What follows belongs to an exercise in optimizing a design on an open flow for a short achievable clock period and few clock cycles; a production flow would make more cautious choices.
Function was checked by simulation only, so behaviour that the tests miss may differ from the original.
The series may have gaps, and a smaller design here may also do less where the tests do not look.
Power figures rest on the tool's default switching activity, not on a simulated workload.

==> flow/design.v <==
`timescale 1ns / 1ps
module mips_multicycle(
input               clk,
input               rst_n,
output  [9:0]       mem_addr,
output  [31:0]      mem_wdata,
output              mem_we,
input   [31:0]      mem_rdata
    );
localparam OP_R    = 6'd0;
localparam OP_J    = 6'd2;
localparam OP_BEQ  = 6'd4;
localparam OP_BNE  = 6'd5;
localparam OP_BGTZ = 6'd7;
localparam OP_ADDI = 6'd8;
localparam OP_LW   = 6'd35;
localparam OP_SW   = 6'd43;
reg  [9:0]  fpc;         
reg         v_i_r;       
reg  [9:0]  pc1_i;       
reg  [9:0]  pc_i;        
reg         bh_i;        
reg  [31:0] btb_v;
reg  [4:0]  btb_tag [0:31];
reg  [9:0]  btb_tgt [0:31];
wire [159:0] btb_tag_flat;
wire [319:0] btb_tgt_flat;
reg         bu_v;        
reg         bu_set;
reg  [9:0]  bu_pc;
reg  [9:0]  bu_tgt;
reg  [31:0] c_v;
reg  [4:0]  c_tag  [0:31];
reg  [31:0] c_data [0:31];
wire [159:0] c_tag_flat;
genvar gi;
generate for (gi = 0; gi < 32; gi = gi + 1) begin : g_flat
    assign c_tag_flat[gi*5 +: 5]    = c_tag[gi];
    assign btb_tag_flat[gi*5 +: 5]  = btb_tag[gi];
    assign btb_tgt_flat[gi*10 +: 10] = btb_tgt[gi];
end endgenerate
reg  [31:0] cbuf;        
reg         src_c_i;     
localparam PF_AHEAD = 10'd14;
reg  [9:0]  pf_ptr;      
reg         pf_q;        
reg         pf_w;        
reg  [9:0]  pf_wa;       
reg  [9:0]  pf_aq;       
reg         pfsk_q;      
reg  [9:0]  pdist;       
reg  [4:0]  st_idx;      
reg         st2_w;       
reg  [4:0]  st2_idx;     
reg         ch_q;
reg         bh_q;
reg  [9:0]  bt_q;
reg  [9:0]  bt1_q;       
reg  [9:0]  fpc1_q;      
reg         redq;
reg         rdi_q;       
reg  [9:0]  rtq, rt1q;   
reg  [9:0]  pfp1_q;      
wire        v_i  = v_i_r  & ~redq;
wire        hb_v = hb_v_r & ~redq;
wire        v_d  = v_d_r  & ~redq;
wire        v_e  = v_e_r  & ~redq;
reg         hb_v_r;      
reg  [31:0] hb_ir;
reg  [31:0] hb_rsoh, hb_rtoh;    
reg  [9:0]  hb_pc1;
reg  [9:0]  hb_pc;
reg  [9:0]  hb_tgt;
reg         hb_pred;
reg         v_d_r;
reg  [31:0] ir_d;
reg  [31:0] rsoh_d, rtoh_d;      
reg  [9:0]  pc1_d;
reg  [9:0]  pc_d;
reg  [9:0]  tgt_d;
reg         pred_d;
reg         v_e_r;
reg  [31:0] opa_e, opb_e;
reg  [31:0] addb_e;        
reg  [4:0]  wd_e;
reg         alu_we_e;      
reg         lw_e, sw_e, br_e;
reg  [1:0]  brk_e;         
reg         brnop_e;       
reg         pred_e;
reg         rq_e, rn_e, g0_e, g1_e;    
reg  [9:0]  tgt_e, pc1_e, pc_e;
reg  [5:0]  fn_e;          
reg  [31:0] res;           
reg         w_we;
reg  [4:0]  w_rd;
reg         m_acc, m_we;
reg  [9:0]  maddr_q;       
reg  [31:0] m_wdata;
reg         ld_m;
reg  [4:0]  ld_rd_m;
reg         ld_w;
reg  [4:0]  ld_rd_w;
reg  [31:0] R [0:31];
assign mem_addr  = maddr_q;
assign mem_we    = m_we;
assign mem_wdata = m_wdata;
wire [31:0] instr_i = src_c_i ? cbuf : mem_rdata;
wire [31:0] rsoh_i = 32'd1 << instr_i[25:21];
wire [31:0] rtoh_i = 32'd1 << instr_i[20:16];
wire [5:0]  op_i    = instr_i[31:26];
wire        j_i     = op_i == OP_J;
wire        br_i    = (op_i == OP_BEQ) | (op_i == OP_BNE) | (op_i == OP_BGTZ);
wire [9:0]  tgt_i   = pc1_i + instr_i[9:0];
wire        spred_i = br_i & instr_i[15];
wire        pred_i  = bh_i | spred_i;
wire        redir_i = v_i & (bh_i ? ~(j_i | br_i) : (j_i | spred_i));
wire [9:0]  rtgt_i  = bh_i ? pc1_i : j_i ? instr_i[9:0] : tgt_i;
wire        btb_hit = bh_q & ~redq;
wire [5:0]  op_d  = ir_d[31:26];
wire [4:0]  rs_d  = ir_d[25:21];
wire [4:0]  rt_d  = ir_d[20:16];
wire [4:0]  rd_d  = ir_d[15:11];
wire [5:0]  fu_d  = ir_d[5:0];
wire        r_d    = op_d == OP_R;
wire        addi_d = op_d == OP_ADDI;
wire        lw_d   = op_d == OP_LW;
wire        sw_d   = op_d == OP_SW;
wire        beq_d  = op_d == OP_BEQ;
wire        bne_d  = op_d == OP_BNE;
wire        bgtz_d = op_d == OP_BGTZ;
wire        br_d   = beq_d | bne_d | bgtz_d;
wire        fadd_d = fu_d == 6'h20;
wire        fsub_d = fu_d == 6'h22;
wire        fand_d = fu_d == 6'h24;
wire        for_d  = fu_d == 6'h25;
wire        fslt_d = fu_d == 6'h2A;
wire        rfn_d  = fadd_d | fsub_d | fand_d | for_d | fslt_d;
wire        rda_d = r_d | addi_d | lw_d | sw_d | br_d;
wire        rdb_d = (r_d & rfn_d) | sw_d | br_d;
wire        alu_we_d = r_d | addi_d;
wire [4:0]  wd_d  = r_d ? rd_d : rt_d;
wire        ldE = v_e & lw_e;
wire        hz_a = rda_d & ((ldE & (wd_e == rs_d)) | (ld_m & (ld_rd_m == rs_d)));
wire        hz_b = rdb_d & ((ldE & (wd_e == rt_d)) | (ld_m & (ld_rd_m == rt_d)));
wire        stall = v_d & (hz_a | hz_b);
integer k;
reg  [31:0] rfa_d, rfb_d;
always @(*) begin
    rfa_d = 32'd0;
    rfb_d = 32'd0;
    for (k = 0; k < 32; k = k + 1) begin
        rfa_d = rfa_d | (R[k] & {32{rsoh_d[k]}});
        rfb_d = rfb_d | (R[k] & {32{rtoh_d[k]}});
    end
end
wire [31:0] ra_d = (w_we & (w_rd == rs_d)) ? res :
                   (ld_w & (ld_rd_w == rs_d)) ? mem_rdata : rfa_d;
wire [31:0] rb_d = (w_we & (w_rd == rt_d)) ? res :
                   (ld_w & (ld_rd_w == rt_d)) ? mem_rdata : rfb_d;
wire        ewr   = v_e & alu_we_e;
reg  [31:0] alu_e;
wire        fa_d  = ewr & (wd_e == rs_d);
wire        fb_d  = ewr & (wd_e == rt_d);
wire [5:0]  fn_d = r_d ? {~rfn_d, fslt_d, for_d, fand_d, fsub_d, fadd_d} : 6'b000001;
wire [31:0] a_e   = opa_e;
wire [31:0] b_e   = opb_e;
wire [31:0] sum_e, dif_e;
PFX_ADD add_e (.a(a_e), .b(addb_e), .cin(1'b0), .s(sum_e));
PFX_ADD sub_e (.a(a_e), .b(~b_e),   .cin(1'b1), .s(dif_e));
wire        eq_e;
wire        lt_e;          
assign eq_e = ~(|(a_e ^ b_e));
assign lt_e = dif_e[31];
wire        slt_e = (a_e[31] ^ b_e[31]) ? a_e[31] : dif_e[31];
always @(*) begin
    alu_e = ({32{fn_e[0]}} & sum_e) |
            ({32{fn_e[1]}} & dif_e) |
            ({32{fn_e[2]}} & (a_e & b_e)) |
            ({32{fn_e[3]}} & (a_e | b_e)) |
            ({32{fn_e[5]}} & a_e) |
            {31'd0, fn_e[4] & slt_e};
end
wire        taken_e = (brk_e == 2'd0) ? eq_e :
                      (brk_e == 2'd1) ? ~eq_e : (~eq_e & ~lt_e);
wire        redir_e = v_e & ((rq_e & eq_e) | (rn_e & ~eq_e) |
                             (g0_e & ~eq_e & ~lt_e) | (g1_e & (eq_e | lt_e)));
wire [9:0]  rtgt_e  = pred_e ? pc1_e : tgt_e;
wire        c_hit = ch_q & ~redq;
wire        fetch_go = ~stall & (c_hit | ~(m_acc | pf_q));
wire [9:0]  fpc_x  = redq ? rtq : fpc;
wire [9:0]  fpc1_x = redq ? rt1q : fpc1_q;
wire [9:0]  fpc2_x = redq ? rt1q + 10'd1 : fpc1_q + 10'd1;
wire [9:0]  nseq  = btb_hit ? bt_q : fpc1_x;
wire [9:0]  nseq1 = btb_hit ? bt1_q : fpc2_x;
wire        fill_d = v_i & ~src_c_i;
wire [4:0]  fidx = pf_w ? pf_wa[4:0] : pc_i[4:0];
wire [4:0]  ftag = pf_w ? pf_wa[9:5] : pc_i[9:5];
wire        ch_b, ch_s, ch_h, bh_b, bh_s, bh_h;
wire [9:0]  bt_b, bt_s, bt_h, bt1_b, bt1_s, bt1_h;
FE_LOOKUP lk_b (.a(bt_q), .c_v(c_v), .c_tag_flat(c_tag_flat), .btb_v(btb_v), .btb_tag_flat(btb_tag_flat),
    .btb_tgt_flat(btb_tgt_flat), .fill_d(fill_d), .fill_i(pc_i[4:0]), .pf_w(pf_w), .pf_i(pf_wa[4:0]),
    .st_w(st2_w), .st_i(st2_idx), .bu_v(bu_v), .bu_i(bu_pc[4:0]), .ch(ch_b), .bh(bh_b), .bt(bt_b), .bt1(bt1_b));
FE_LOOKUP lk_s (.a(fpc1_q), .c_v(c_v), .c_tag_flat(c_tag_flat), .btb_v(btb_v), .btb_tag_flat(btb_tag_flat),
    .btb_tgt_flat(btb_tgt_flat), .fill_d(fill_d), .fill_i(pc_i[4:0]), .pf_w(pf_w), .pf_i(pf_wa[4:0]),
    .st_w(st2_w), .st_i(st2_idx), .bu_v(bu_v), .bu_i(bu_pc[4:0]), .ch(ch_s), .bh(bh_s), .bt(bt_s), .bt1(bt1_s));
FE_LOOKUP lk_h (.a(fpc), .c_v(c_v), .c_tag_flat(c_tag_flat), .btb_v(btb_v), .btb_tag_flat(btb_tag_flat),
    .btb_tgt_flat(btb_tgt_flat), .fill_d(fill_d), .fill_i(pc_i[4:0]), .pf_w(pf_w), .pf_i(pf_wa[4:0]),
    .st_w(st2_w), .st_i(st2_idx), .bu_v(bu_v), .bu_i(bu_pc[4:0]), .ch(ch_h), .bh(bh_h), .bt(bt_h), .bt1(bt1_h));
wire        ch_n  = fetch_go ? (btb_hit ? ch_b : ch_s) : ch_h;    
wire [9:0]  fpc1  = fpc1_q;
wire [9:0]  pc2_i = pc1_i + 10'd1;
wire [9:0]  tgt1_i, jt1_i;
ADD10 a_t1 (.a(pc2_i), .b(instr_i[9:0]), .s(tgt1_i));
ADD10 a_j1 (.a(10'd1), .b(instr_i[9:0]), .s(jt1_i));
wire [9:0]  rtgt_i1 = bh_i ? pc2_i : j_i ? jt1_i : tgt1_i;
wire [9:0]  rtgt_e1 = pred_e ? pc1_e + 10'd1 : tgt_e + 10'd1;
wire [9:0]  fpc_n1 = redir_i ? rtgt_i1 : fetch_go ? nseq1 : fpc1_x;
wire [9:0]  fpc_ni = redir_i ? rtgt_i :
                     fetch_go ? nseq : fpc_x;
wire [9:0]  pf_d   = pdist;         
wire        nxt_hit = ~redir_i & (fetch_go ? (~btb_hit & (pf_d >= 10'd3)) : c_hit);
wire        pd_inv = redq | rdi_q;    
wire        pf_rst = ~pd_inv & ((pf_d == 10'd0) | (pf_d > 10'd31));
wire        pf_ok  = ~pd_inv & (pf_d != 10'd0) & (pf_d <= PF_AHEAD);
wire        pf_go  = pf_ok & nxt_hit;
wire        pf_adv = pf_go & ~(v_e & (lw_e | sw_e));
wire        pf_rew = redq & pfsk_q;
wire [9:0]  pfp1   = pfp1_q;
wire [9:0]  pd_h   = pf_rst ? 10'd1 : pf_adv ? pdist + 10'd1 : pdist;
wire [9:0]  pd_s   = pf_rst ? 10'd0 : pf_adv ? pdist : pdist - 10'd1;
wire [9:0]  db_r, db_a, db_h;
SUB10 sb_r (.a(fpc1),   .b(bt_q),   .d(db_r));
SUB10 sb_a (.a(pfp1),   .b(bt_q),   .d(db_a));
SUB10 sb_h (.a(pf_ptr), .b(bt_q),   .d(db_h));
wire [9:0]  dr_pa, dr_ph, dr_aa, dr_ah;
SUB10 sr_pa (.a(pf_ptr), .b(fpc1_x), .d(dr_pa));
SUB10 sr_ph (.a(pf_ptr), .b(fpc_x),  .d(dr_ph));
SUB10 sr_aa (.a(pf_aq),  .b(fpc1_x), .d(dr_aa));
SUB10 sr_ah (.a(pf_aq),  .b(fpc_x),  .d(dr_ah));
wire [9:0]  pd_b   = pf_rst ? db_r : pf_adv ? db_a : db_h;
wire [9:0]  pd_r   = pf_rew ? (fetch_go ? dr_aa : dr_ah) : (fetch_go ? dr_pa : dr_ph);
wire [9:0]  pdist_n = pd_inv ? pd_r : redir_i ? 10'd0 :
                      fetch_go ? (btb_hit ? pd_b : pd_s) : pd_h;
always @(posedge clk or negedge rst_n) begin
    if (~rst_n) begin
        fpc <= 10'd0; v_i_r <= 1'b0; pc1_i <= 10'd0; pc_i <= 10'd0; bh_i <= 1'b0;
        pf_ptr <= 10'd1; pf_q <= 1'b0; pf_w <= 1'b0; pf_wa <= 10'd0;
        pf_aq <= 10'd0; pfsk_q <= 1'b0; pdist <= 10'd1; st_idx <= 5'd0; st2_w <= 1'b0; st2_idx <= 5'd0; ch_q <= 1'b0; bh_q <= 1'b0; bt_q <= 10'd0;
        bt1_q <= 10'd1; fpc1_q <= 10'd1; rtq <= 10'd0; rt1q <= 10'd1; pfp1_q <= 10'd2;
        btb_v <= 32'd0; c_v <= 32'd0; cbuf <= 32'd0; src_c_i <= 1'b0;
        for (k = 0; k < 32; k = k + 1) begin c_tag[k] <= 5'd0; c_data[k] <= 32'd0; end bu_v <= 1'b0; bu_set <= 1'b0; bu_pc <= 10'd0; bu_tgt <= 10'd0;
        for (k = 0; k < 32; k = k + 1) begin btb_tag[k] <= 5'd0; btb_tgt[k] <= 10'd0; end
        hb_pc <= 10'd0; pc_d <= 10'd0; pc_e <= 10'd0;
        hb_v_r <= 1'b0; hb_ir <= 32'd0; hb_rsoh <= 32'd1; hb_rtoh <= 32'd1; hb_pc1 <= 10'd0; hb_tgt <= 10'd0; hb_pred <= 1'b0;
        v_d_r <= 1'b0; ir_d <= 32'd0; rsoh_d <= 32'd1; rtoh_d <= 32'd1; pc1_d <= 10'd0; tgt_d <= 10'd0; pred_d <= 1'b0;
        v_e_r <= 1'b0; opa_e <= 32'd0; opb_e <= 32'd0; addb_e <= 32'd0;
        wd_e <= 5'd0; alu_we_e <= 1'b0; lw_e <= 1'b0; sw_e <= 1'b0;
        br_e <= 1'b0; brk_e <= 2'd0; brnop_e <= 1'b0; pred_e <= 1'b0;
        rq_e <= 1'b0; rn_e <= 1'b0; g0_e <= 1'b0; g1_e <= 1'b0; redq <= 1'b0; rdi_q <= 1'b0;
        tgt_e <= 10'd0; pc1_e <= 10'd0; fn_e <= 6'd1;
        res <= 32'd0; w_we <= 1'b0; w_rd <= 5'd0;
        m_acc <= 1'b0; m_we <= 1'b0; maddr_q <= 10'd0; m_wdata <= 32'd0;
        ld_m <= 1'b0; ld_rd_m <= 5'd0; ld_w <= 1'b0; ld_rd_w <= 5'd0;
    end else begin
        fpc <= fpc_ni;
        rtq <= rtgt_e;
        rt1q <= rtgt_e1;
        maddr_q <= redir_e ? rtgt_e :
                   (v_e & (lw_e | sw_e)) ? sum_e[11:2] : pf_go ? pf_ptr : fpc_ni;
        redq  <= redir_e;
        rdi_q <= redir_i;
        pf_q  <= ~(v_e & (lw_e | sw_e)) & ~redir_e & pf_go;
        pf_w  <= pf_q;
        pf_aq <= pf_ptr;
        pf_wa <= pf_aq;
        st_idx <= sum_e[6:2];
        ch_q <= ~redir_i & ~redq & ch_n;
        bh_q <= ~redir_i & ~redq & (fetch_go ? (btb_hit ? bh_b : bh_s) : bh_h);
        bt_q <= fetch_go ? (btb_hit ? bt_b : bt_s) : bt_h;
        bt1_q <= fetch_go ? (btb_hit ? bt1_b : bt1_s) : bt1_h;
        fpc1_q <= fpc_n1;
        pfsk_q <= pf_go & ~(v_e & (lw_e | sw_e));
        pdist <= pdist_n;
        if (pf_rst) begin
            pf_ptr <= fpc1; pfp1_q <= fpc1 + 10'd1;
        end else if (pf_rew) begin
            pf_ptr <= pf_aq; pfp1_q <= pf_aq + 10'd1;
        end else if (pf_adv) begin
            pf_ptr <= pfp1_q; pfp1_q <= pfp1_q + 10'd1;
        end
        if (fetch_go) begin
            pc1_i <= fpc1_x;
            pc_i  <= fpc_x;
            bh_i  <= btb_hit;
            src_c_i <= c_hit;
        end
        cbuf <= c_data[fpc[4:0]];
        if (fill_d | pf_w) begin
            c_v[fidx] <= 1'b1;
            c_tag[fidx] <= ftag;
            c_data[fidx] <= mem_rdata;
        end
        st2_w <= m_we;
        st2_idx <= st_idx;
        if (st2_w) begin
            c_v[st2_idx] <= 1'b0;
        end
        if (bu_v) begin
            btb_v[bu_pc[4:0]] <= bu_set;
            btb_tag[bu_pc[4:0]] <= bu_pc[9:5];
            btb_tgt[bu_pc[4:0]] <= bu_tgt;
        end
        if (v_e & br_e & ~brnop_e) begin
            bu_v <= 1'b1; bu_set <= taken_e; bu_pc <= pc_e; bu_tgt <= tgt_e;
        end else if (v_i & j_i & ~bh_i) begin
            bu_v <= v_i & j_i & ~bh_i; bu_set <= 1'b1; bu_pc <= pc_i; bu_tgt <= instr_i[9:0];
        end else if (pf_w & ((mem_rdata[31:26] == OP_J) |
                             (((mem_rdata[31:26] == OP_BEQ) | (mem_rdata[31:26] == OP_BNE) |
                               (mem_rdata[31:26] == OP_BGTZ)) & mem_rdata[15]))) begin
            bu_v <= 1'b1; bu_set <= 1'b1; bu_pc <= pf_wa;
            bu_tgt <= (mem_rdata[31:26] == OP_J) ? mem_rdata[9:0] : pf_wa + 10'd1 + mem_rdata[9:0];
        end else begin
            bu_v <= 1'b0;
        end
        v_i_r <= fetch_go & ~redir_i;
        if (~hb_v) begin
            hb_ir <= instr_i; hb_rsoh <= rsoh_i; hb_rtoh <= rtoh_i; hb_pc1 <= pc1_i; hb_pc <= pc_i; hb_tgt <= tgt_i; hb_pred <= pred_i;
        end
        hb_v_r <= stall & (hb_v | v_i);
        v_d_r  <= stall ? v_d : (hb_v | v_i);
        if (~stall) begin
            if (hb_v) begin
                ir_d <= hb_ir; rsoh_d <= hb_rsoh; rtoh_d <= hb_rtoh; pc1_d <= hb_pc1; pc_d <= hb_pc; tgt_d <= hb_tgt; pred_d <= hb_pred;
            end else begin
                ir_d <= instr_i; rsoh_d <= rsoh_i; rtoh_d <= rtoh_i; pc1_d <= pc1_i; pc_d <= pc_i; tgt_d <= tgt_i; pred_d <= pred_i;
            end
        end
        v_e_r <= v_d & ~stall;
        opa_e <= fa_d ? alu_e : ra_d;
        opb_e <= fb_d ? alu_e : rb_d;
        addb_e <= (r_d & fb_d) ? alu_e : r_d ? rb_d : {{16{ir_d[15]}}, ir_d[15:0]};
        wd_e <= wd_d;
        alu_we_e <= alu_we_d;
        lw_e <= lw_d; sw_e <= sw_d; br_e <= br_d;
        brk_e <= beq_d ? 2'd0 : bne_d ? 2'd1 : 2'd2;
        brnop_e <= ~(|ir_d[9:0]);
        pred_e <= pred_d;
        rq_e <= ((beq_d & ~pred_d) | (bne_d & pred_d)) & (|ir_d[9:0]);
        rn_e <= ((beq_d & pred_d) | (bne_d & ~pred_d)) & (|ir_d[9:0]);
        g0_e <= bgtz_d & ~pred_d & (|ir_d[9:0]);
        g1_e <= bgtz_d & pred_d & (|ir_d[9:0]);
        tgt_e <= tgt_d; pc1_e <= pc1_d; pc_e <= pc_d;
        fn_e <= fn_d;
        res  <= alu_e;
        w_we <= v_e & alu_we_e;
        w_rd <= wd_e;
        m_acc <= v_e & (lw_e | sw_e);
        m_we  <= v_e & sw_e;
        m_wdata <= b_e;
        ld_m <= v_e & lw_e;
        ld_rd_m <= wd_e;
        ld_w <= ld_m;
        ld_rd_w <= ld_rd_m;
    end
end
always @(posedge clk or negedge rst_n) begin
    if (~rst_n) begin
        for (k = 0; k < 32; k = k + 1) R[k] <= 32'd0;
    end else begin
        for (k = 0; k < 32; k = k + 1) begin
            if (w_we & (w_rd == k))
                R[k] <= res;
            else if (ld_w & (ld_rd_w == k))
                R[k] <= mem_rdata;
        end
    end
end
endmodule
module PFX_ADD(
    input  [31:0] a,
    input  [31:0] b,
    input         cin,
    output [31:0] s
    );
wire [31:0] x, g, p, c;
ADD_X     ux (.a(a), .b(b), .x(x));
ADD_GP    ug (.a(a), .b(b), .g(g), .p(p));
ADD_CARRY uc (.g(g), .p(p), .cin(cin), .c(c));
ADD_SUM   us (.x(x), .c(c), .s(s));
endmodule
module ADD_X(
    input  [31:0] a,
    input  [31:0] b,
    output [31:0] x
    );
assign x = a ^ b;
endmodule
module ADD_GP(
    input  [31:0] a,
    input  [31:0] b,
    output [31:0] g,
    output [31:0] p
    );
assign g = a & b;
assign p = a | b;
endmodule
module ADD_CARRY(
    input  [31:0] g,
    input  [31:0] p,
    input         cin,
    output [31:0] c
    );
wire [31:0] g0 = g | {31'd0, p[0] & cin};
wire [31:0] g1, p1, g2, p2, g3, p3, g4, p4, g5;
assign g1 = g0 | (p & {g0[30:0], 1'b0});
assign p1 = p & {p[30:0], 1'b0};
assign g2 = g1 | (p1 & {g1[29:0], 2'b0});
assign p2 = p1 & {p1[29:0], 2'b0};
assign g3 = g2 | (p2 & {g2[27:0], 4'b0});
assign p3 = p2 & {p2[27:0], 4'b0};
assign g4 = g3 | (p3 & {g3[23:0], 8'b0});
assign p4 = p3 & {p3[23:0], 8'b0};
assign g5 = g4 | (p4 & {g4[15:0], 16'b0});
assign c  = {g5[30:0], cin};
endmodule
module ADD_SUM(
    input  [31:0] x,
    input  [31:0] c,
    output [31:0] s
    );
assign s = x ^ c;
endmodule
module SUB10(
    input  [9:0] a,
    input  [9:0] b,
    output [9:0] d
    );
assign d = a - b;
endmodule
module ADD10(
    input  [9:0] a,
    input  [9:0] b,
    output [9:0] s
    );
assign s = a + b;
endmodule
module FE_LOOKUP(
    input  [9:0]   a,
    input  [31:0]  c_v,
    input  [159:0] c_tag_flat,
    input  [31:0]  btb_v,
    input  [159:0] btb_tag_flat,
    input  [319:0] btb_tgt_flat,
    input          fill_d,
    input  [4:0]   fill_i,
    input          pf_w,
    input  [4:0]   pf_i,
    input          st_w,
    input  [4:0]   st_i,
    input          bu_v,
    input  [4:0]   bu_i,
    output         ch,
    output         bh,
    output [9:0]   bt,
    output [9:0]   bt1
    );
wire [4:0] i = a[4:0];
wire chg  = (fill_d & (fill_i == i)) | (pf_w & (pf_i == i)) | (st_w & (st_i == i));
wire bchg = bu_v & (bu_i == i);
assign ch  = c_v[i] & (c_tag_flat[i*5 +: 5] == a[9:5]) & ~chg;
assign bh  = btb_v[i] & (btb_tag_flat[i*5 +: 5] == a[9:5]) & ~bchg;
assign bt  = btb_tgt_flat[i*10 +: 10];
assign bt1 = bt + 10'd1;
endmodule
==> flow/run.sh <==
#!/bin/bash
# synth_recipe.tcl (not shown) runs the flow's synth.tcl, then flattens the netlist and writes it again
# the make line also repeats each setting of config.mk as NAME=value (left out here)
make -C /OpenROAD-flow-scripts/flow DESIGN_CONFIG=/design/flow/config.mk WORK_HOME=/design/flow/orfs CLKGATE_MAP_FILE= SYNTH_SCRIPT=/design/flow/synth_recipe.tcl finish
==> flow/config.mk <==
export PLATFORM = sky130hd
export DESIGN_NAME = mips_multicycle
export DESIGN_NICKNAME = mips_multicycle
export VERILOG_FILES = /design/flow/design.v
export SDC_FILE = /design/flow/constraint.sdc
export NUM_CORES = 4
export LEC_CHECK = 0
export CAP_MARGIN = 20
export CORE_MARGIN = 2
export CORE_UTILIZATION = 30
export PLACE_DENSITY = 0.5
export SETUP_SLACK_MARGIN = 4.5
export SLEW_MARGIN = 20
export SYNTH_HIERARCHICAL = 1
==> flow/constraint.sdc <==
create_clock -name core_clock -period 8.0 [get_ports {clk}]
set_input_delay 1.6000 -clock core_clock [delete_from_list [all_inputs] [get_ports {clk}]]
set_output_delay 1.6000 -clock core_clock [all_outputs]
set_load 0.01 [all_outputs]
Figure 1. Nets reached from selected ports (run 1).
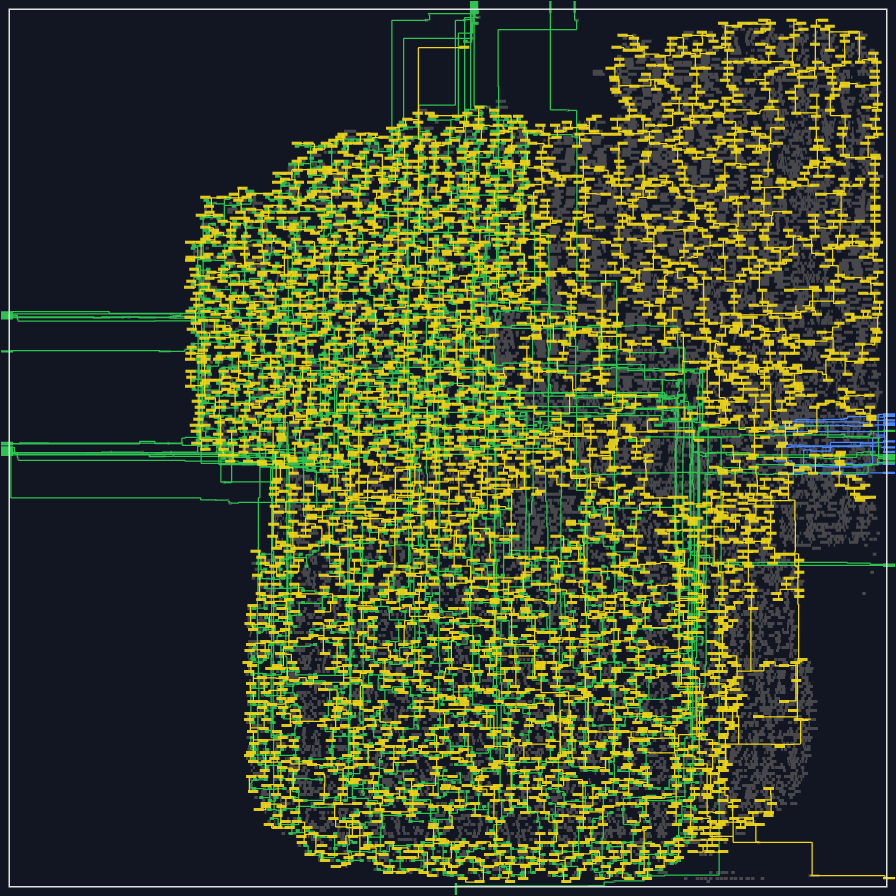
Key: `rst_n` = yellow [direction input, edge east, end cells 3452, buffers 44, wire 31.8 mm]; `mem_addr` = blue [direction output, edge east, end cells 10, buffers 10, wire 1040 µm]; `mem_rdata` = green [direction input, edge 14 west, 9 north, 8 east, 1 south, end cells 2147, buffers 71, wire 46.2 mm]

Figure 2. Signal metal coverage by tile (run 1).
Bar = 200 µm. 40 x 40 tiles, from white (low) to dark blue (high), scaled to the fullest tile. Values are wire area over tile area, all layers added.
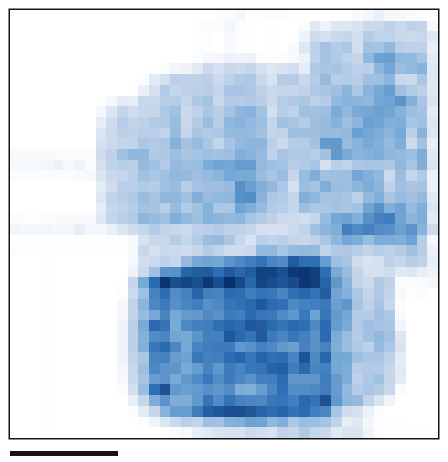
The fullest tile reaches 0.94. The densest ninth of the die: south. 31% of the tiles are nearly empty. The mean over all tiles is 0.26.

Figure 3. IR drop over the die (run 1).
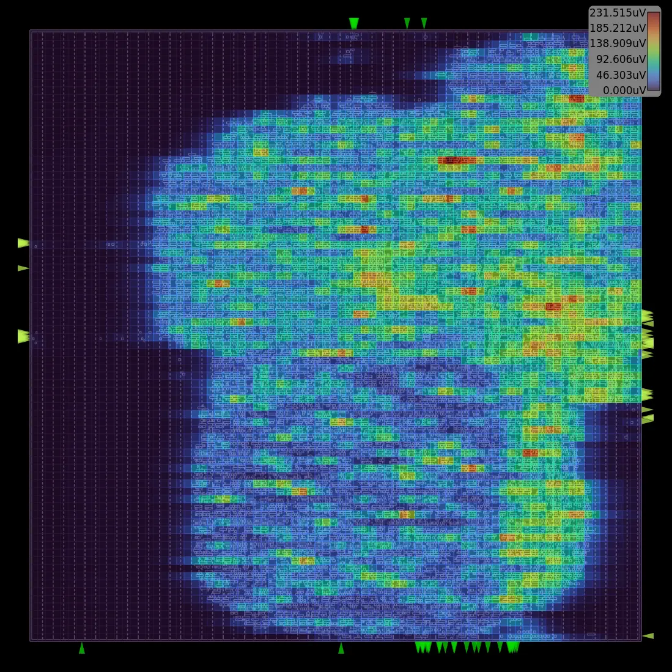
PnR Total Power: 0.0865 W
total power per unit cell area: 400 nW/µm²
cell internal power dissipation: 0.0499 W

==> notes.md, run 1 <==
The yosys synthesis warning count is 12. In this run the clock root is driven by a clkbuf_16. The critical path starts at fpc[0]$_DFF_PN0_. The sum of buffers and inverters on the critical path is 2. The worst setup path is captured at a flip-flop. The overall die height came out at between 700 and 800 µm.

The proportion of layout cells with a drive suffix above 1 came out at 0.251. The clock slew seen by the registers of the worst setup and hold paths is 0.06 ns. The net load switching power came out at 0.0366 W. The heaviest power group is combinational logic.

The via count is 157000. For this design the static power due to leakage is 89.6 nW. After routing the design area is about 220000 µm². Setup repair after global routing could not meet its margin everywhere. The switching fraction of total power is 0.423. The count of routing violations after the opening detailed-route iteration came out at ~23000. Traced cell by cell, the critical path runs through buf_12, buf_16, mux4_2, mux4_2, mux2i_1, xor2_1, nand4_1, nor3_1, a21oi_1, nor3_1. The final-layout clock-cell area share is 0.0613. The worst hold slack came out at between 0.3 and 0.4 ns. The via count of the first global-routing pass is 147000. The register share of total power is 0.332. The final-layout non-clock buffer area share came out at 0.0389.

The buffer levels on the longest clock path came out at 4. The clock sink count is 3452. The count of placed standard cells including taps came out at 24500. The critical path data arrival time came out at between 4 and 5 ns. The global-route usage over all layers came out at 0.277. The sum of overflow across all layers after global routing is 0. The standard-cell row count came out at 290. The power in the clock group is 0.0192 W. The number of hold buffers added after cts is 0.

The proportion of cell area occupied by multi-input gates came out at 0.446. The number of hold-slack violations in the final timing report came to 0. The I/O pin count came out at 77.

The top cell family by delay on the critical path is multiplexers. In this run the cell area of the synthesized design comes to 187000 µm². The peak supply drop is 215 µV. Tap insertion was completed with 8322 tapcells.

The actual transition at the worst max-transition pin came out at around 1.3 ns. The count of port buffers added during placement is 76. For the worst flop-to-flop path, the logic depth is 10.

The CTS buffer count is 388. TritonCTS built the clock tree. Leaving out fill and tap cells, the most frequent cell in the layout is dfrtp_1.

The non-clock buffer instance count of the final layout is 828. The DRC violation count after routing is 0. The worst setup path is launched from a flip-flop. The aggregate routed wire length is 911000 µm. The clock latency on the worst-skew pair came out at 1.14 ns. Static timing analysis puts the maximum clock frequency at 267 MHz.

The cell count along the critical path came out at 10. The total sequential power came out at 0.0287 W. The tightest min-delay check is of the input port to async pin type. The part of the power in combinational logic came out at 0.447.

The clock group share of total power came out at 0.222. The number of endpoints failing setup at the final stage is 0. The final total negative setup slack is 0 ns. The remaining antenna violation count after routing is 0. The terminus of the critical flop-to-flop path is ch_q$_DFF_PN0_. In the finished design, the share of the clock period the worst path needs comes to 0.468. The worst setup slack for register-to-register paths came out at 4.25 ns. Counting every instance in the synthesized netlist gives 17200. The final layout net count came out at 17100. The total half-perimeter wirelength after legalization and detailed placement came out at 530000 µm. The horizontal die dimension came out at 794 µm. Subtracting the final worst setup slack from the clock period gives 3.75 ns. The worst register-to-register path begins at fpc[0]$_DFF_PN0_. The placement-stage cell area came out at 197000 µm².

Dividing the detail-routed via count by the number of cells gives 6.13. The worst setup skew after layout came out at between 0.09 and 0.1 ns. The worst path meets setup with 4.25 ns of slack. The deepest level of the CTS H-tree came out at 5. The maximum fanout along the worst path came out at 24.

The wire length per cell after detailed routing is 35.7 µm. The repair_antennas step left the layout with diodes totalling 48. The run finished with no timing, DRC or antenna violations. The critical path in this run is classified as flip-flop to flip-flop. The wire length of the first global-routing pass came out at 1240000 µm. The max-slew violation count is 0.

The first-pass iteration count of the detailed router is 10. The end point of the critical path is ch_q$_DFF_PN0_. Leaving out filler cells and counting taps, the final layout contains 25500. The non-clock inverter instance count of the final layout came out at 283. The largest net degree at the start of global routing is 168. The number of multi-input combinational cells in the layout came out at ~12000. Registers represent a cell area share of 0.400. In the layout the commonest cells are 3309 x dfrtp_1, 1598 x mux2_2, 1514 x nor2_1. The final design utilization came out at 0.348. The area of the placeable core came out at roughly 620000 µm². Across the whole layout, storage elements account for approximately 87000 µm². Relative to the synthesized area, the layout overhead comes to 15.6%. The floorplan step defined a die boundary enclosing 630000 µm². A synthesized cell averages 10.9 µm². The delay contributed by the slowest stage of the critical path is 0.55 ns.

The area occupied by multi-input gates came out at 96500 µm². The count of flip-flops and latches came out at 3452.
Testbench counts for the RTL of run 1, summed over its fixed seeds: cycles 46,043.
-- run 1: worst reg2reg max path: stages, from the launching register on --
cell and delay (ns):
dfrtp_4 0.47, buf_12 0.14, buf_16 0.23, mux4_2 0.63, mux4_2 0.50, mux2i_1 0.55
xor2_1 0.20, nand4_1 0.16, nor3_1 0.39, a21oi_1 0.22, nor3_1 0.17
-- run 1: what timing repair did --
action	CTS	global route
pin swaps	70	88
gates cloned	26	12
gates resized for setup	349	323
setup endpoints to repair	1257	726
setup buffers	126	92
-- run 1: registers in the layout, summed over array words and instances (netlist names), 32 cells and up --
| register | cells |
|---|---|
| R | 1024 |
| c_data | 1024 |
| btb_tgt | 320 |
| btb_tag | 160 |
| c_tag | 160 |
| addb_e | 32 |
| btb_v | 32 |
| c_v | 32 |
| cbuf | 32 |
| hb_ir | 32 |
| hb_rsoh | 32 |
| hb_rtoh | 32 |
| ir_d | 32 |
| m_wdata | 32 |
| opa_e | 32 |
| opb_e | 32 |
| res | 32 |
| rsoh_d | 32 |
| rtoh_d | 32 |
-- run 1: metal layers --
layer,routed length (µm),track usage,vias up
li1,-,-,62800
met1,356000,0.361,80000
met2,381000,0.405,10600
met3,110000,0.0917,3152
met4,63700,0.148,52
met5,806,0.00469,-
==> run 2: changes to the inputs <==
==> flow/config.mk (replaced) <==
export PLATFORM = sky130hd
export DESIGN_NAME = mips_multicycle
export DESIGN_NICKNAME = mips_multicycle
export VERILOG_FILES = /design/flow/design.v
export SDC_FILE = /design/flow/constraint.sdc
export NUM_CORES = 4
export LEC_CHECK = 0
export CAP_MARGIN = 35
export CORE_MARGIN = 2
export CORE_UTILIZATION = 30
export PLACE_DENSITY = 0.5
export SETUP_SLACK_MARGIN = 5
export SLEW_MARGIN = 35
export SYNTH_HIERARCHICAL = 1
export TNS_END_PERCENT = 20
Figure 4. Nets reached from selected ports (run 2).
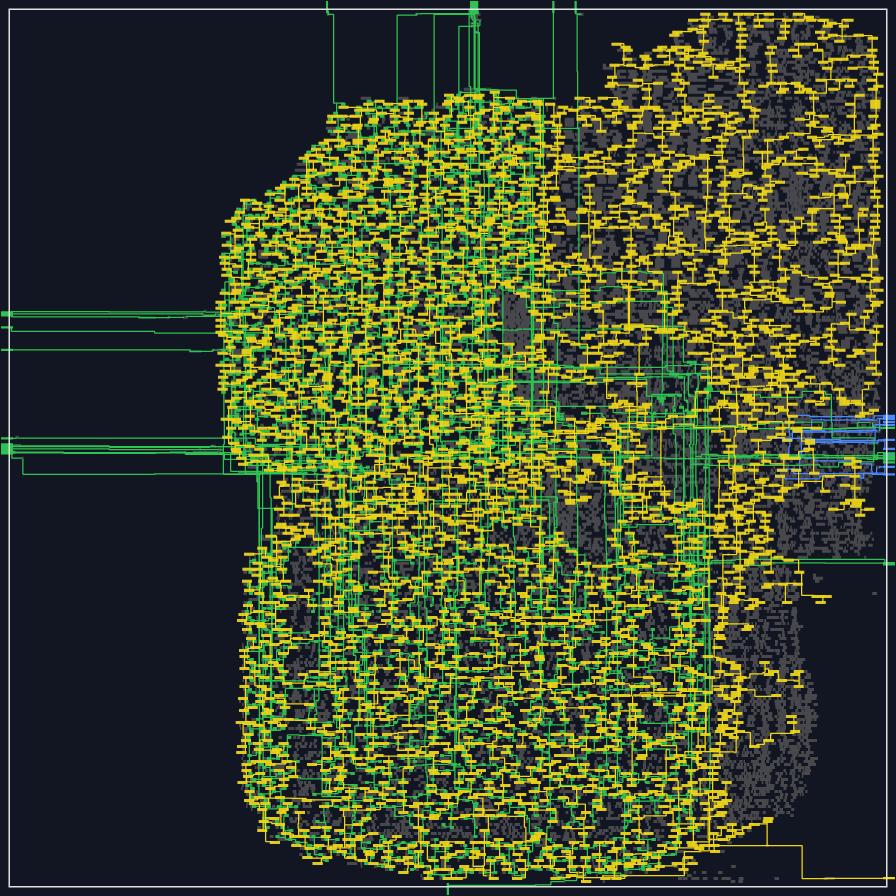
Key: `mem_rdata` = green [direction input, edge 13 west, 10 north, 8 east, 1 south, end cells 2147, buffers 85, wire 48.1 mm]; `mem_addr` = blue [direction output, edge east, end cells 10, buffers 10, wire 1050 µm]; `rst_n` = yellow [direction input, edge east, end cells 3452, buffers 49, wire 32.4 mm]

Figure 5. Clock distribution (run 2).
Bar = 200 µm.
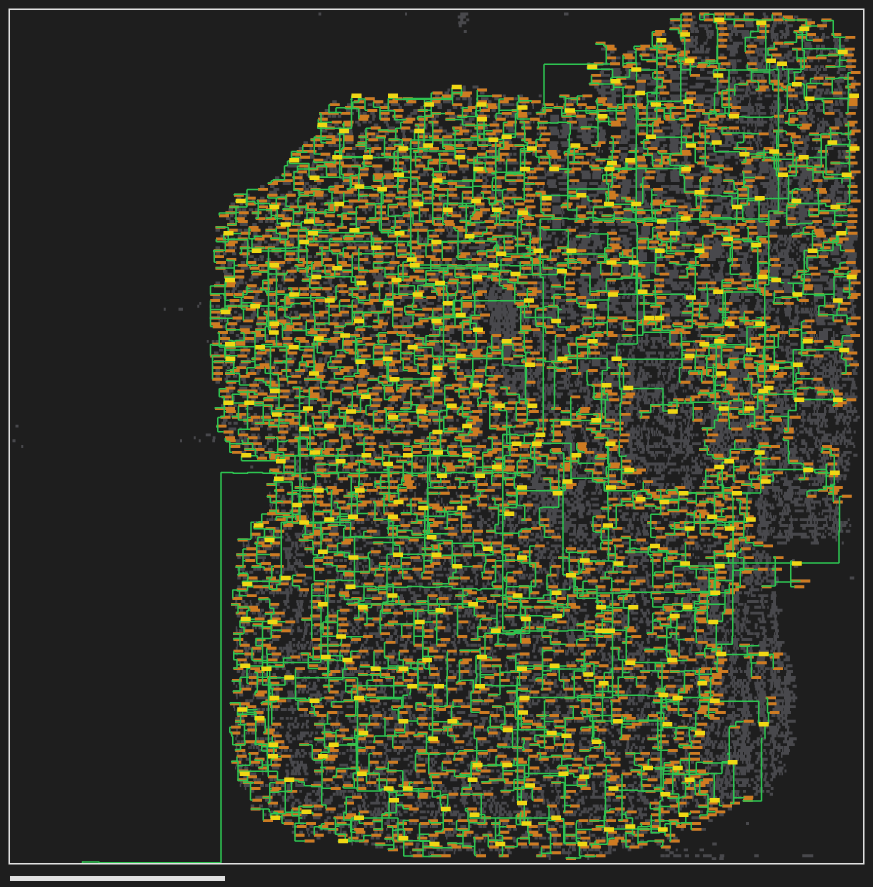
Key: clock drivers = yellow [count 379]; flip-flops = orange [count 3452]; clock wires = green [length 51.5 mm]
There are 380 routed clock nets.

Figure 6. IR drop over the die (run 2).
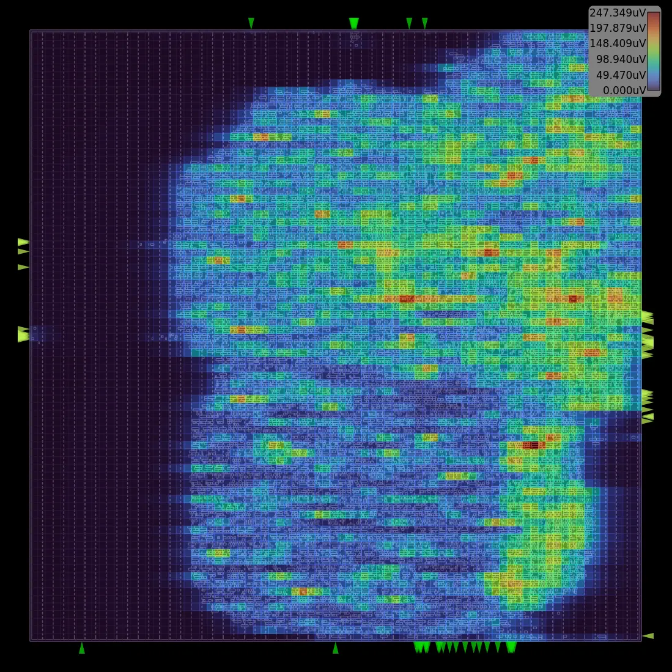
NetSw: 0.0382 W
total power per unit cell area: 404 nW/µm²
cell internal power dissipation: 0.0519 W

==> run 2 against run 1 <==
Effect of this change: clock power shrank 3%; count of clock-buffer cells in the layout shrank 4; die area is the same; global-route usage grew 0.45 points; cell count grew 1.2%; power grew 4.2%; via count grew 1.6%; area after synthesis is the same; non-clock buffer count grew 326; highest routed layer unchanged.
==> notes.md, run 2 <==
The clock slew seen by the registers of the worst setup and hold paths came out at 0.06 ns. The first routing iteration left approximately 22000 violations. In this run the static leakage power is 92.4 nW.

The first detailed-routing pass took 10 iterations. The wire length of the first global-routing pass came out at 1260000 µm. The global-route usage over all layers came out at 0.281. Synthesis handed over a netlist of 17200 instances. The launch point of the critical path is opa_e[2]$_DFF_PN0_. The end point of the critical path is addb_e[7]$_DFF_PN0_. The top routing layer in use is met5. The final layout net count came out at 17400. The via count is about 160k.

At the pin with the least slew margin, the transition time is ~1.1 ns. The delay contributed by the slowest stage of the critical path came out at 0.83 ns. The root buffer cell chosen for the clock tree is clkbuf_16. The clock sink count is 3452. The number of cells upsized or downsized after cts is between 800 and 900.

The signal on the critical path passes through buf_6, buf_6, and2_4, a21oi_4, o211a_4, o21ai_4, a21o_1, buf_4, xor2_1, a22oi_1, o211ai_1, nor2_1, a21oi_1, mux2_2. The number of antenna violations at the first check in global routing came out at 73. Using the TritonRoute via totals, the vias-per-cell ratio works out to 6.16. Setup slack on the worst reg-to-reg path comes out at 4.43 ns. Setup repair after global routing could not meet its margin everywhere. The count of placed standard cells including taps is 24600.

The library cell used most frequently in the layout, excluding fill and tap cells, is dfrtp_1. The remaining antenna violation count after routing came out at 0. The kind of start point of the critical path is a flip-flop. The wire length on met1 came out at roughly 360000 µm. The final cell count without fillers came out at 25800.

The floorplan has 290 rows. The length of routed met3 wiring came out at 107000 µm. The Yosys step of the flow raised 12 warnings. The endpoint required time on the critical path is around 9.0 ns.

The worst register-to-register path begins at opa_e[2]$_DFF_PN0_. The critical path endpoint category is a flip-flop. The DRC violation count after routing is 0. Averaged over all synthesized cells, the footprint is 10.9 µm². The die footprint is 630000 µm². The largest net degree at the start of global routing came out at 166. In the layout the commonest cells are 3288 x dfrtp_1, 1590 x mux2_2, 1478 x nor2_1.

The shortest clock period the worst path allows after layout came out at 3.57 ns. The via count of the first global-routing pass came out at 150000. For this design, the CTS-stage hold fixing added 0 buffers. The overall die height is 794 µm. Counting cells, the worst reg-to-reg path comes to 14. Hold timing on the final database bottoms out at a slack of about 0.35 ns. The effective utilization at floorplan came out at 0.301. The I/O pin count came out at 77. The placement-stage cell area is between 150000 and 200000 µm².

The area of the placeable core is 623000 µm². The cell count along the critical path is 14. The critical path in this run is classified as flip-flop to flip-flop. The number of hold-slack violations in the final timing report came out at 0.

The sum of buffers and inverters on the critical path came out at 3. The wire length per cell after detailed routing is 35.9 µm. The highest clock rate is between 200 and 300 MHz. In this run the deepest clock path goes through 4 buffers. The clock tree from TritonCTS is done. The total overflow left after global routing is 0. The count of port buffers added during placement came out at 76. The deepest level of the CTS H-tree is 5. The run finished with no timing, DRC or antenna violations. The cell depth of the worst min-delay path is 0. The number of endpoints failing setup at the final stage is 0. At the later pin of the worst-skew pair, clock insertion delay measures around 1.1 ns. The maximum fanout along the worst path is 7. By instance count, the cell type seen most on the critical path is buf_6. The final total negative setup slack came out at 0 ns. Routability-driven placement finished with a final weighted congestion of roughly 0.94.

The buffer count from post-CTS setup fixing is about 310. The library cell contributing the largest single delay on the critical path is xor2_1. In the detailed route, the total length drawn on met2 is 390000 µm. The period utilization came out at 0.446.

The finished cells cover 223000 µm². Grouping stages by cell kind, the critical path spends the most delay in compound AO/OA/AOI/OAI gates. The synthesized cell area is 187000 µm².

After detailed routing, the total wire length is ~930000 µm. The critical path data arrival time is around 4.6 ns. The total half-perimeter wirelength after legalization and detailed placement is 532000 µm.

The horizontal die dimension is 794 µm. The worst-case headroom to the max-slew limit is 0.275. The classification of the worst-slack hold path is flip-flop to flip-flop. The terminus of the critical flop-to-flop path is addb_e[7]$_DFF_PN0_. The max-slew violation count came to 0. The largest registers in the layout are R (1024), c_data (1024), btb_tgt (320). The CTS buffer count came out at 379. The peak supply drop is 247 µV.

The worst setup skew after layout came out at between 0.06 and 0.07 ns. The layout overhead on the synthesized area came out at 19.3%. For hold timing, the worst endpoint is st2_idx[0]$_DFF_PN0_. The proportion of layout cells with a drive suffix above 1 came out at 0.283.
run 2: routing by layer:
| layer | vias to the layer above | global-route usage |
|---|---|---|
| met1 | 81700 | 0.362 |
| met2 | 10500 | 0.411 |
| met4 | 44 | 0.165 |
| li1 | 63500 | - |
| met3 | 3353 | 0.0917 |
| met5 | - | 0.00529 |
run 2: final cells by class:
| cell class | instances | area, µm² |
|---|---|---|
| diodes | 41 | 103 |
| clock buffers | 555 | 11100 |
| clock inverters | 133 | 1660 |
| fillers | 61600 | 399000 |
| inverters | 282 | 1100 |
| multi-input cells | 11900 | 98500 |
| flip-flops and latches | 3452 | 86700 |
| well taps | 8322 | 10400 |
| repair buffers | 1154 | 13700 |
| repair inverters | 2 | 15.0 |
run 2: report_power, final:
group	internal [W]	switching, W
sequential	0.0229	0.00557
combinational	0.0184	0.0246
clock	0.0106	0.00810
run 2: metrics by stage:
stage | total power [W] | util | worst slack (ns)
floorplan | 0.0495 | - | 4.13
detailed placement | 0.0635 | 0.318 | 2.11
global route | 0.0932 | 0.359 | 4.41
CTS | 0.0863 | 0.352 | 4.50
global placement | 0.0629 | 0.317 | 2.05
finish | 0.0901 | 0.359 | 4.43
==> run 3: changes to the inputs <==
--- a/flow/config.mk
+++ b/flow/config.mk
@@ -7,8 +7,8 @@
 export LEC_CHECK = 0
 export CAP_MARGIN = 35
 export CORE_MARGIN = 2
-export CORE_UTILIZATION = 30
-export PLACE_DENSITY = 0.5
+export CORE_UTILIZATION = 28
+export PLACE_DENSITY = 0.48
 export SETUP_SLACK_MARGIN = 5
 export SLEW_MARGIN = 35
 export SYNTH_HIERARCHICAL = 1
Figure 7. Clock distribution (run 3).
Bar = 200 µm.
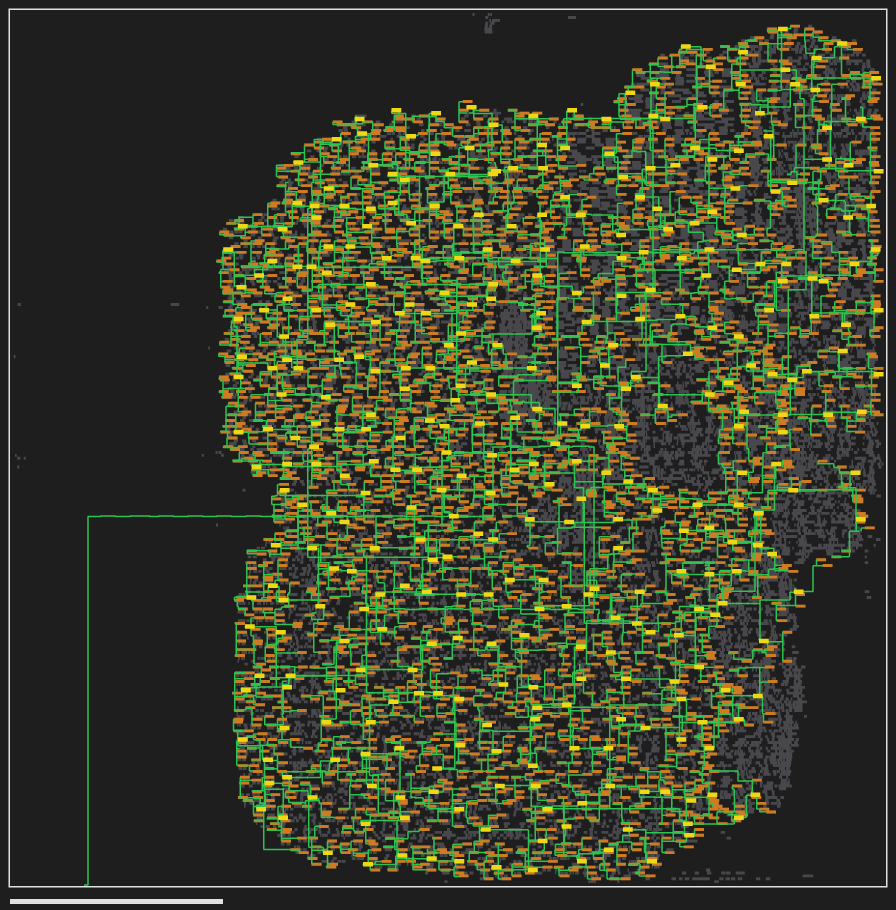
Key: clock wires = green [length 52.1 mm]; flip-flops = orange [count 3452]; clock drivers = yellow [count 382]
There are 383 routed clock nets.

Figure 8. Signal metal coverage by tile (run 3).
Bar = 200 µm. 21 x 21 tiles, from white (low) to dark blue (high), scaled to the fullest tile. Values are wire area over tile area, all layers added.
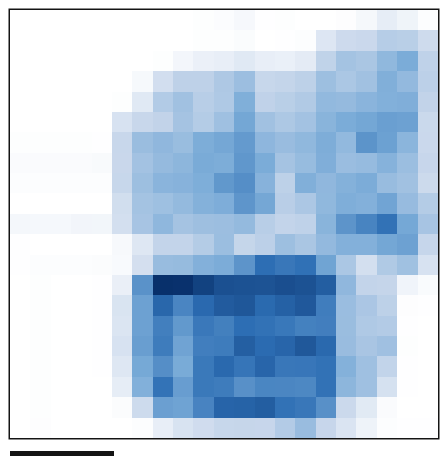
The emptiest ninth of the die: north-west. 21% of the tiles are over half the peak. 31% of the tiles are nearly empty. The mean over all tiles is 0.25.

Figure 9. Nets reached from selected ports (run 3).
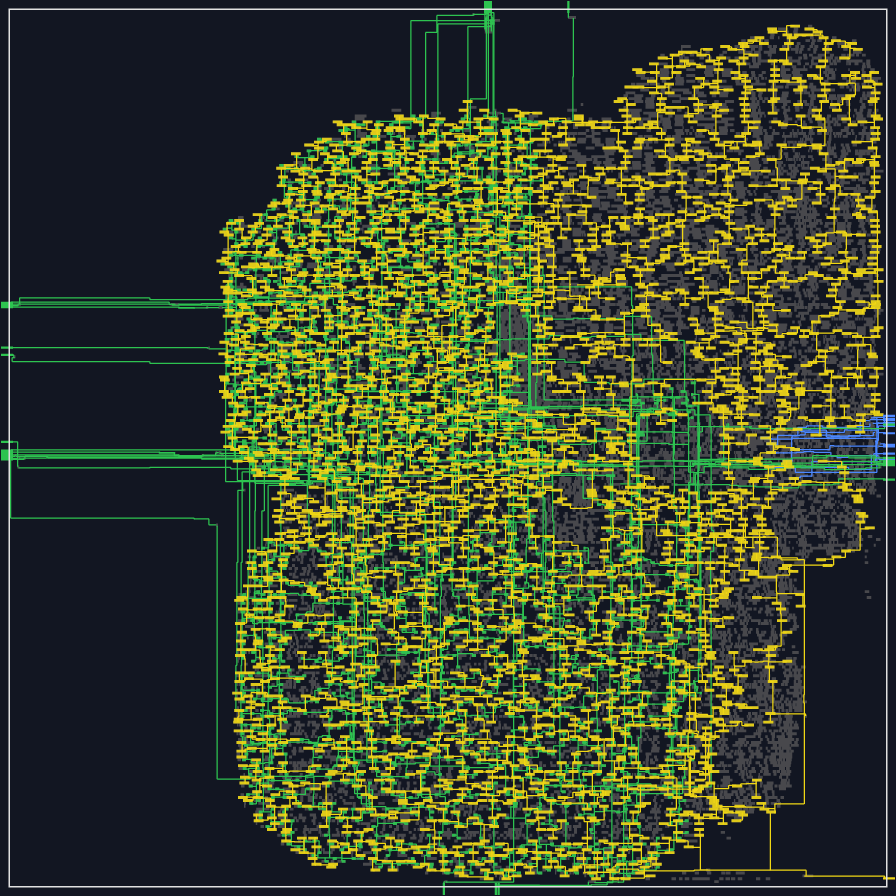
Key: `rst_n` = yellow [direction input, edge east, end cells 3452, buffers 51, wire 32.9 mm]; `mem_addr` = blue [direction output, edge east, end cells 10, buffers 10, wire 1160 µm]; `mem_rdata` = green [direction input, edge 14 west, 8 north, 7 east, 3 south, end cells 2148, buffers 93, wire 49.9 mm]

==> run 3 against run 2 <==
Effect of this change: area after synthesis is the same; routed wire length up 2.1%; sequential power is essentially flat; die area increased by 7.1%; sequential cell count is the same; count of clock-buffer cells in the layout is 10 higher; non-clock buffer count up 19; synthesized cell count is the same; clock skew up 0.038 ns; combinational power is essentially flat; hold slack better by 0.0025 ns; first-iteration DRC count grew 3.6%.
==> notes.md, run 3 <==
The flow ran to the end and the layout has no timing, DRC or antenna violations. The power consumption came out at 0.0904 W. The total half-perimeter wirelength after legalization and detailed placement came out at 544000 µm. The cell depth of the worst min-delay path is 0. The number of max-capacitance violations reported came out at 0. The leakage power of the design is around 93 nW. The max-slew violation count is 0.

The number of endpoints failing setup at the final stage came out at 0. The via count of the first global-routing pass is 150000. The final layout net count came out at 17400. The routed design has 947000 µm of wire. The kind of start point of the critical path is a flip-flop. 77 I/O pins were placed. The global routing met3 resource utilization came out at 0.0844.

The wire length of the first global-routing pass is 1280000 µm. The via count came out at 158000. At the worst endpoint, the required time is between 8 and 9 ns. The placement-stage cell area came out at 199000 µm².

The worst setup slack for register-to-register paths is 4.41 ns. The layer with the highest usage is met2. In this run the worst path has a maximum fanout of 17. The synthesized area divided by synthesized cell count came out at around 11 µm². The delay contributed by the slowest stage of the critical path is about 0.63 ns.

The buffer count from post-CTS setup fixing is about 330. The length of routed met3 wiring came out at 109000 µm. The count of nets left with antenna violations once routing finished came out at 0. The number of antenna violations at the first check in global routing is 60. The worst setup path is captured at a flip-flop. The routability-driven placement congestion ratio came out at slightly above 0.9. The worst-case headroom to the max-slew limit came out at 0.209. After detailed placement, the design holds a cell count of 25200.

CTS placed an instance of clkbuf_16 at the clock tree root. The effective utilization at floorplan came out at 0.281. The average vias per placed instance came out at 5.98. Walking the worst path, the cells encountered are buf_12, buf_4, buf_16, buf_16, mux4_2, mux4_2, mux2i_1, a31oi_1, nand4_1, nor3_2, nand2_1, a21oi_2, a21oi_2, nor3_2. After routing, the total negative slack on setup checks comes to 0 ns. The number of cells traversed by the worst register-to-register path came out at 14. In the final layout, the registers with the most flip-flops are R (1024), c_data (1024), btb_tgt (320). The count of routing violations after the opening detailed-route iteration is around 23000.

The category of the most critical setup path is flip-flop to flip-flop. The region available for standard cell placement spans 667000 µm². The net load switching power is ~0.038 W. On the critical path the largest part of the delay comes from multiplexers.

CTS built an H-tree with a depth of 5. The period utilization came out at 0.449. The clock group share of total power came out at 0.211. Final hold analysis gives a worst-case slack of 0.353 ns. Internal power comes to 0.0521 W. The standard-cell row count came out at 300. The number of hold-slack violations in the final timing report was 0. The clock arrives with between 0.1 and 0.15 ns of skew. In the layout the commonest cells are 3281 x dfrtp_1, 1593 x mux2_2, 1493 x nor2_1. The largest share of the power goes to combinational logic. The library cell used most frequently in the layout, excluding fill and tap cells, is dfrtp_1. Combinational cells consume a total of 0.0427 W. The critical path crosses 14 cells after its start point. The highest layer touched by signal routing is met5.

In the final routing, the length of wire on met1 measures 370000 µm. The final design utilization came out at 0.337. The count of buffers added on input and output ports is 76. The global-route usage over all layers is 0.267. For this run, the detailed router's first-pass iteration total came to 10. The sum of buffers and inverters on the critical path is 4. Setup repair after global routing could not meet its margin everywhere.

The post-route cell area is 225000 µm². The part of the power in combinational logic is 0.472. The buffer levels on the longest clock path came out at 4. The overall die height came out at between 800 and 900 µm. The post-placement worst setup slack came out at 2.09 ns. The actual transition at the worst max-transition pin is about 1.2 ns. The highest clock rate came out at approximately 280 MHz. The clock latency on the worst-skew pair came out at 1.10 ns.

The CTS buffer count came out at 382. The wire length per cell after detailed routing is 35.8 µm. The clock sink count is 3452.

The clock tree from TritonCTS is done. The number of cells upsized or downsized after cts is slightly above 1000. The share of total power dissipated in sequential elements is 0.317. The met1 capacity usage during global routing came out at 0.344.

The switching fraction of total power came out at 0.423. In this run the power density over the cells is 403 nW/µm². The critical path data arrival time is 4.55 ns. The layout overhead on the synthesized area came out at 20.0%. The tightest min-delay check is of the flip-flop to flip-flop type. Of the cells placed in the final design, the portion with a size suffix greater than 1 is 0.283. The shortest clock period the worst path allows after layout is 3.59 ns. In this run the horizontal extent of the chip is roughly 820 µm. The clock slew seen by the registers of the worst setup and hold paths came out at 0.06 ns. The DRC violation count after routing is 0. The yosys synthesis warning count is 12. Buffers inserted to repair hold after CTS numbered 0. Synthesis produced ~17000 cells. The filler cell count is 66700. For the clock group, total power comes out at 0.0191 W. The final cell count without fillers is roughly 26000. The synthesized cell area is ~190000 µm². The die covers 675000 µm². The total sequential power came out at between 0.02 and 0.03 W. The sum of overflow across all layers after global routing is 0.

Entering global routing, the biggest net connects 156 pins. On the critical path, the stage with the largest delay is an instance of dfstp_4. The met2 usage is 0.392. The peak supply drop is between 200 and 250 µV.

The worst setup margin is 4.41 ns. The routed design uses between 300000 and 400000 µm of met2 wire.
-- run 3: cell type report --
type | count | area [µm²] | area share
Antenna cell | 45 | 113 | 0.000501
Inverter | 282 | 1110 | 0.00494
Clock inverter | 135 | 1820 | 0.00811
Tap cell | 8909 | 11100 | 0.0496
Timing Repair inverter | 3 | 26.3 | 0.000117
Sequential cell | 3452 | 86700 | 0.386
Timing Repair Buffer | 1173 | 14000 | 0.0624
Multi-Input combinational cell | 11900 | 98300 | 0.438
Clock buffer | 565 | 11400 | 0.0506
-- run 3: final timing paths --
| check | startpoint | end |
|---|---|---|
| worst max-delay path | fpc1_q[0]$_DFF_PN1_ | bh_q$_DFF_PN0_ |
| worst min-delay path | pc_d[9]$_DFFE_PN0N_ | pc_e[9]$_DFF_PN0_ |
| worst max register to register | fpc1_q[0]$_DFF_PN1_ | bh_q$_DFF_PN0_ |
| worst min register to register | pc_d[9]$_DFFE_PN0N_ | pc_e[9]$_DFF_PN0_ |
| max in group asynchronous | rst_n | c_data[16][5]$_DFFE_PN0P_ |
| min in group asynchronous | rst_n | addb_e[16]$_DFF_PN0_ |

what the ideal ports hide:
The results above use ideal ports. As a check the final layouts listed here were re-extracted and re-timed, cells and wires unchanged.
Step 1: set_driving_cell puts a clkbuf_16 on clk and a buf_2 on each other input, an assumption about the parent block.
Step 2 times the ports against the registers' clock, not the clock port: input delays grow and output delays shrink by t, the midpoint of the rising clock arrivals with the driver on.
Three values: no drivers, after step 1, after step 2; two values: the first two.
run | t, ns | slack for setup (ns) | worst setup path after step 2
run 1 | 1.192 | 4.254 / 4.254 / 3.379 | input to register
run 2 | 1.167 | 4.430 / 4.430 / 3.362 | input to register
run 3 | 1.202 | 4.408 / 4.408 / 3.374 | input to register
After both steps setup and hold are still met in every run listed. The setup slack of run 2, which loses most, moves by 0.000 ns with the drivers and by -1.068 ns with both steps.
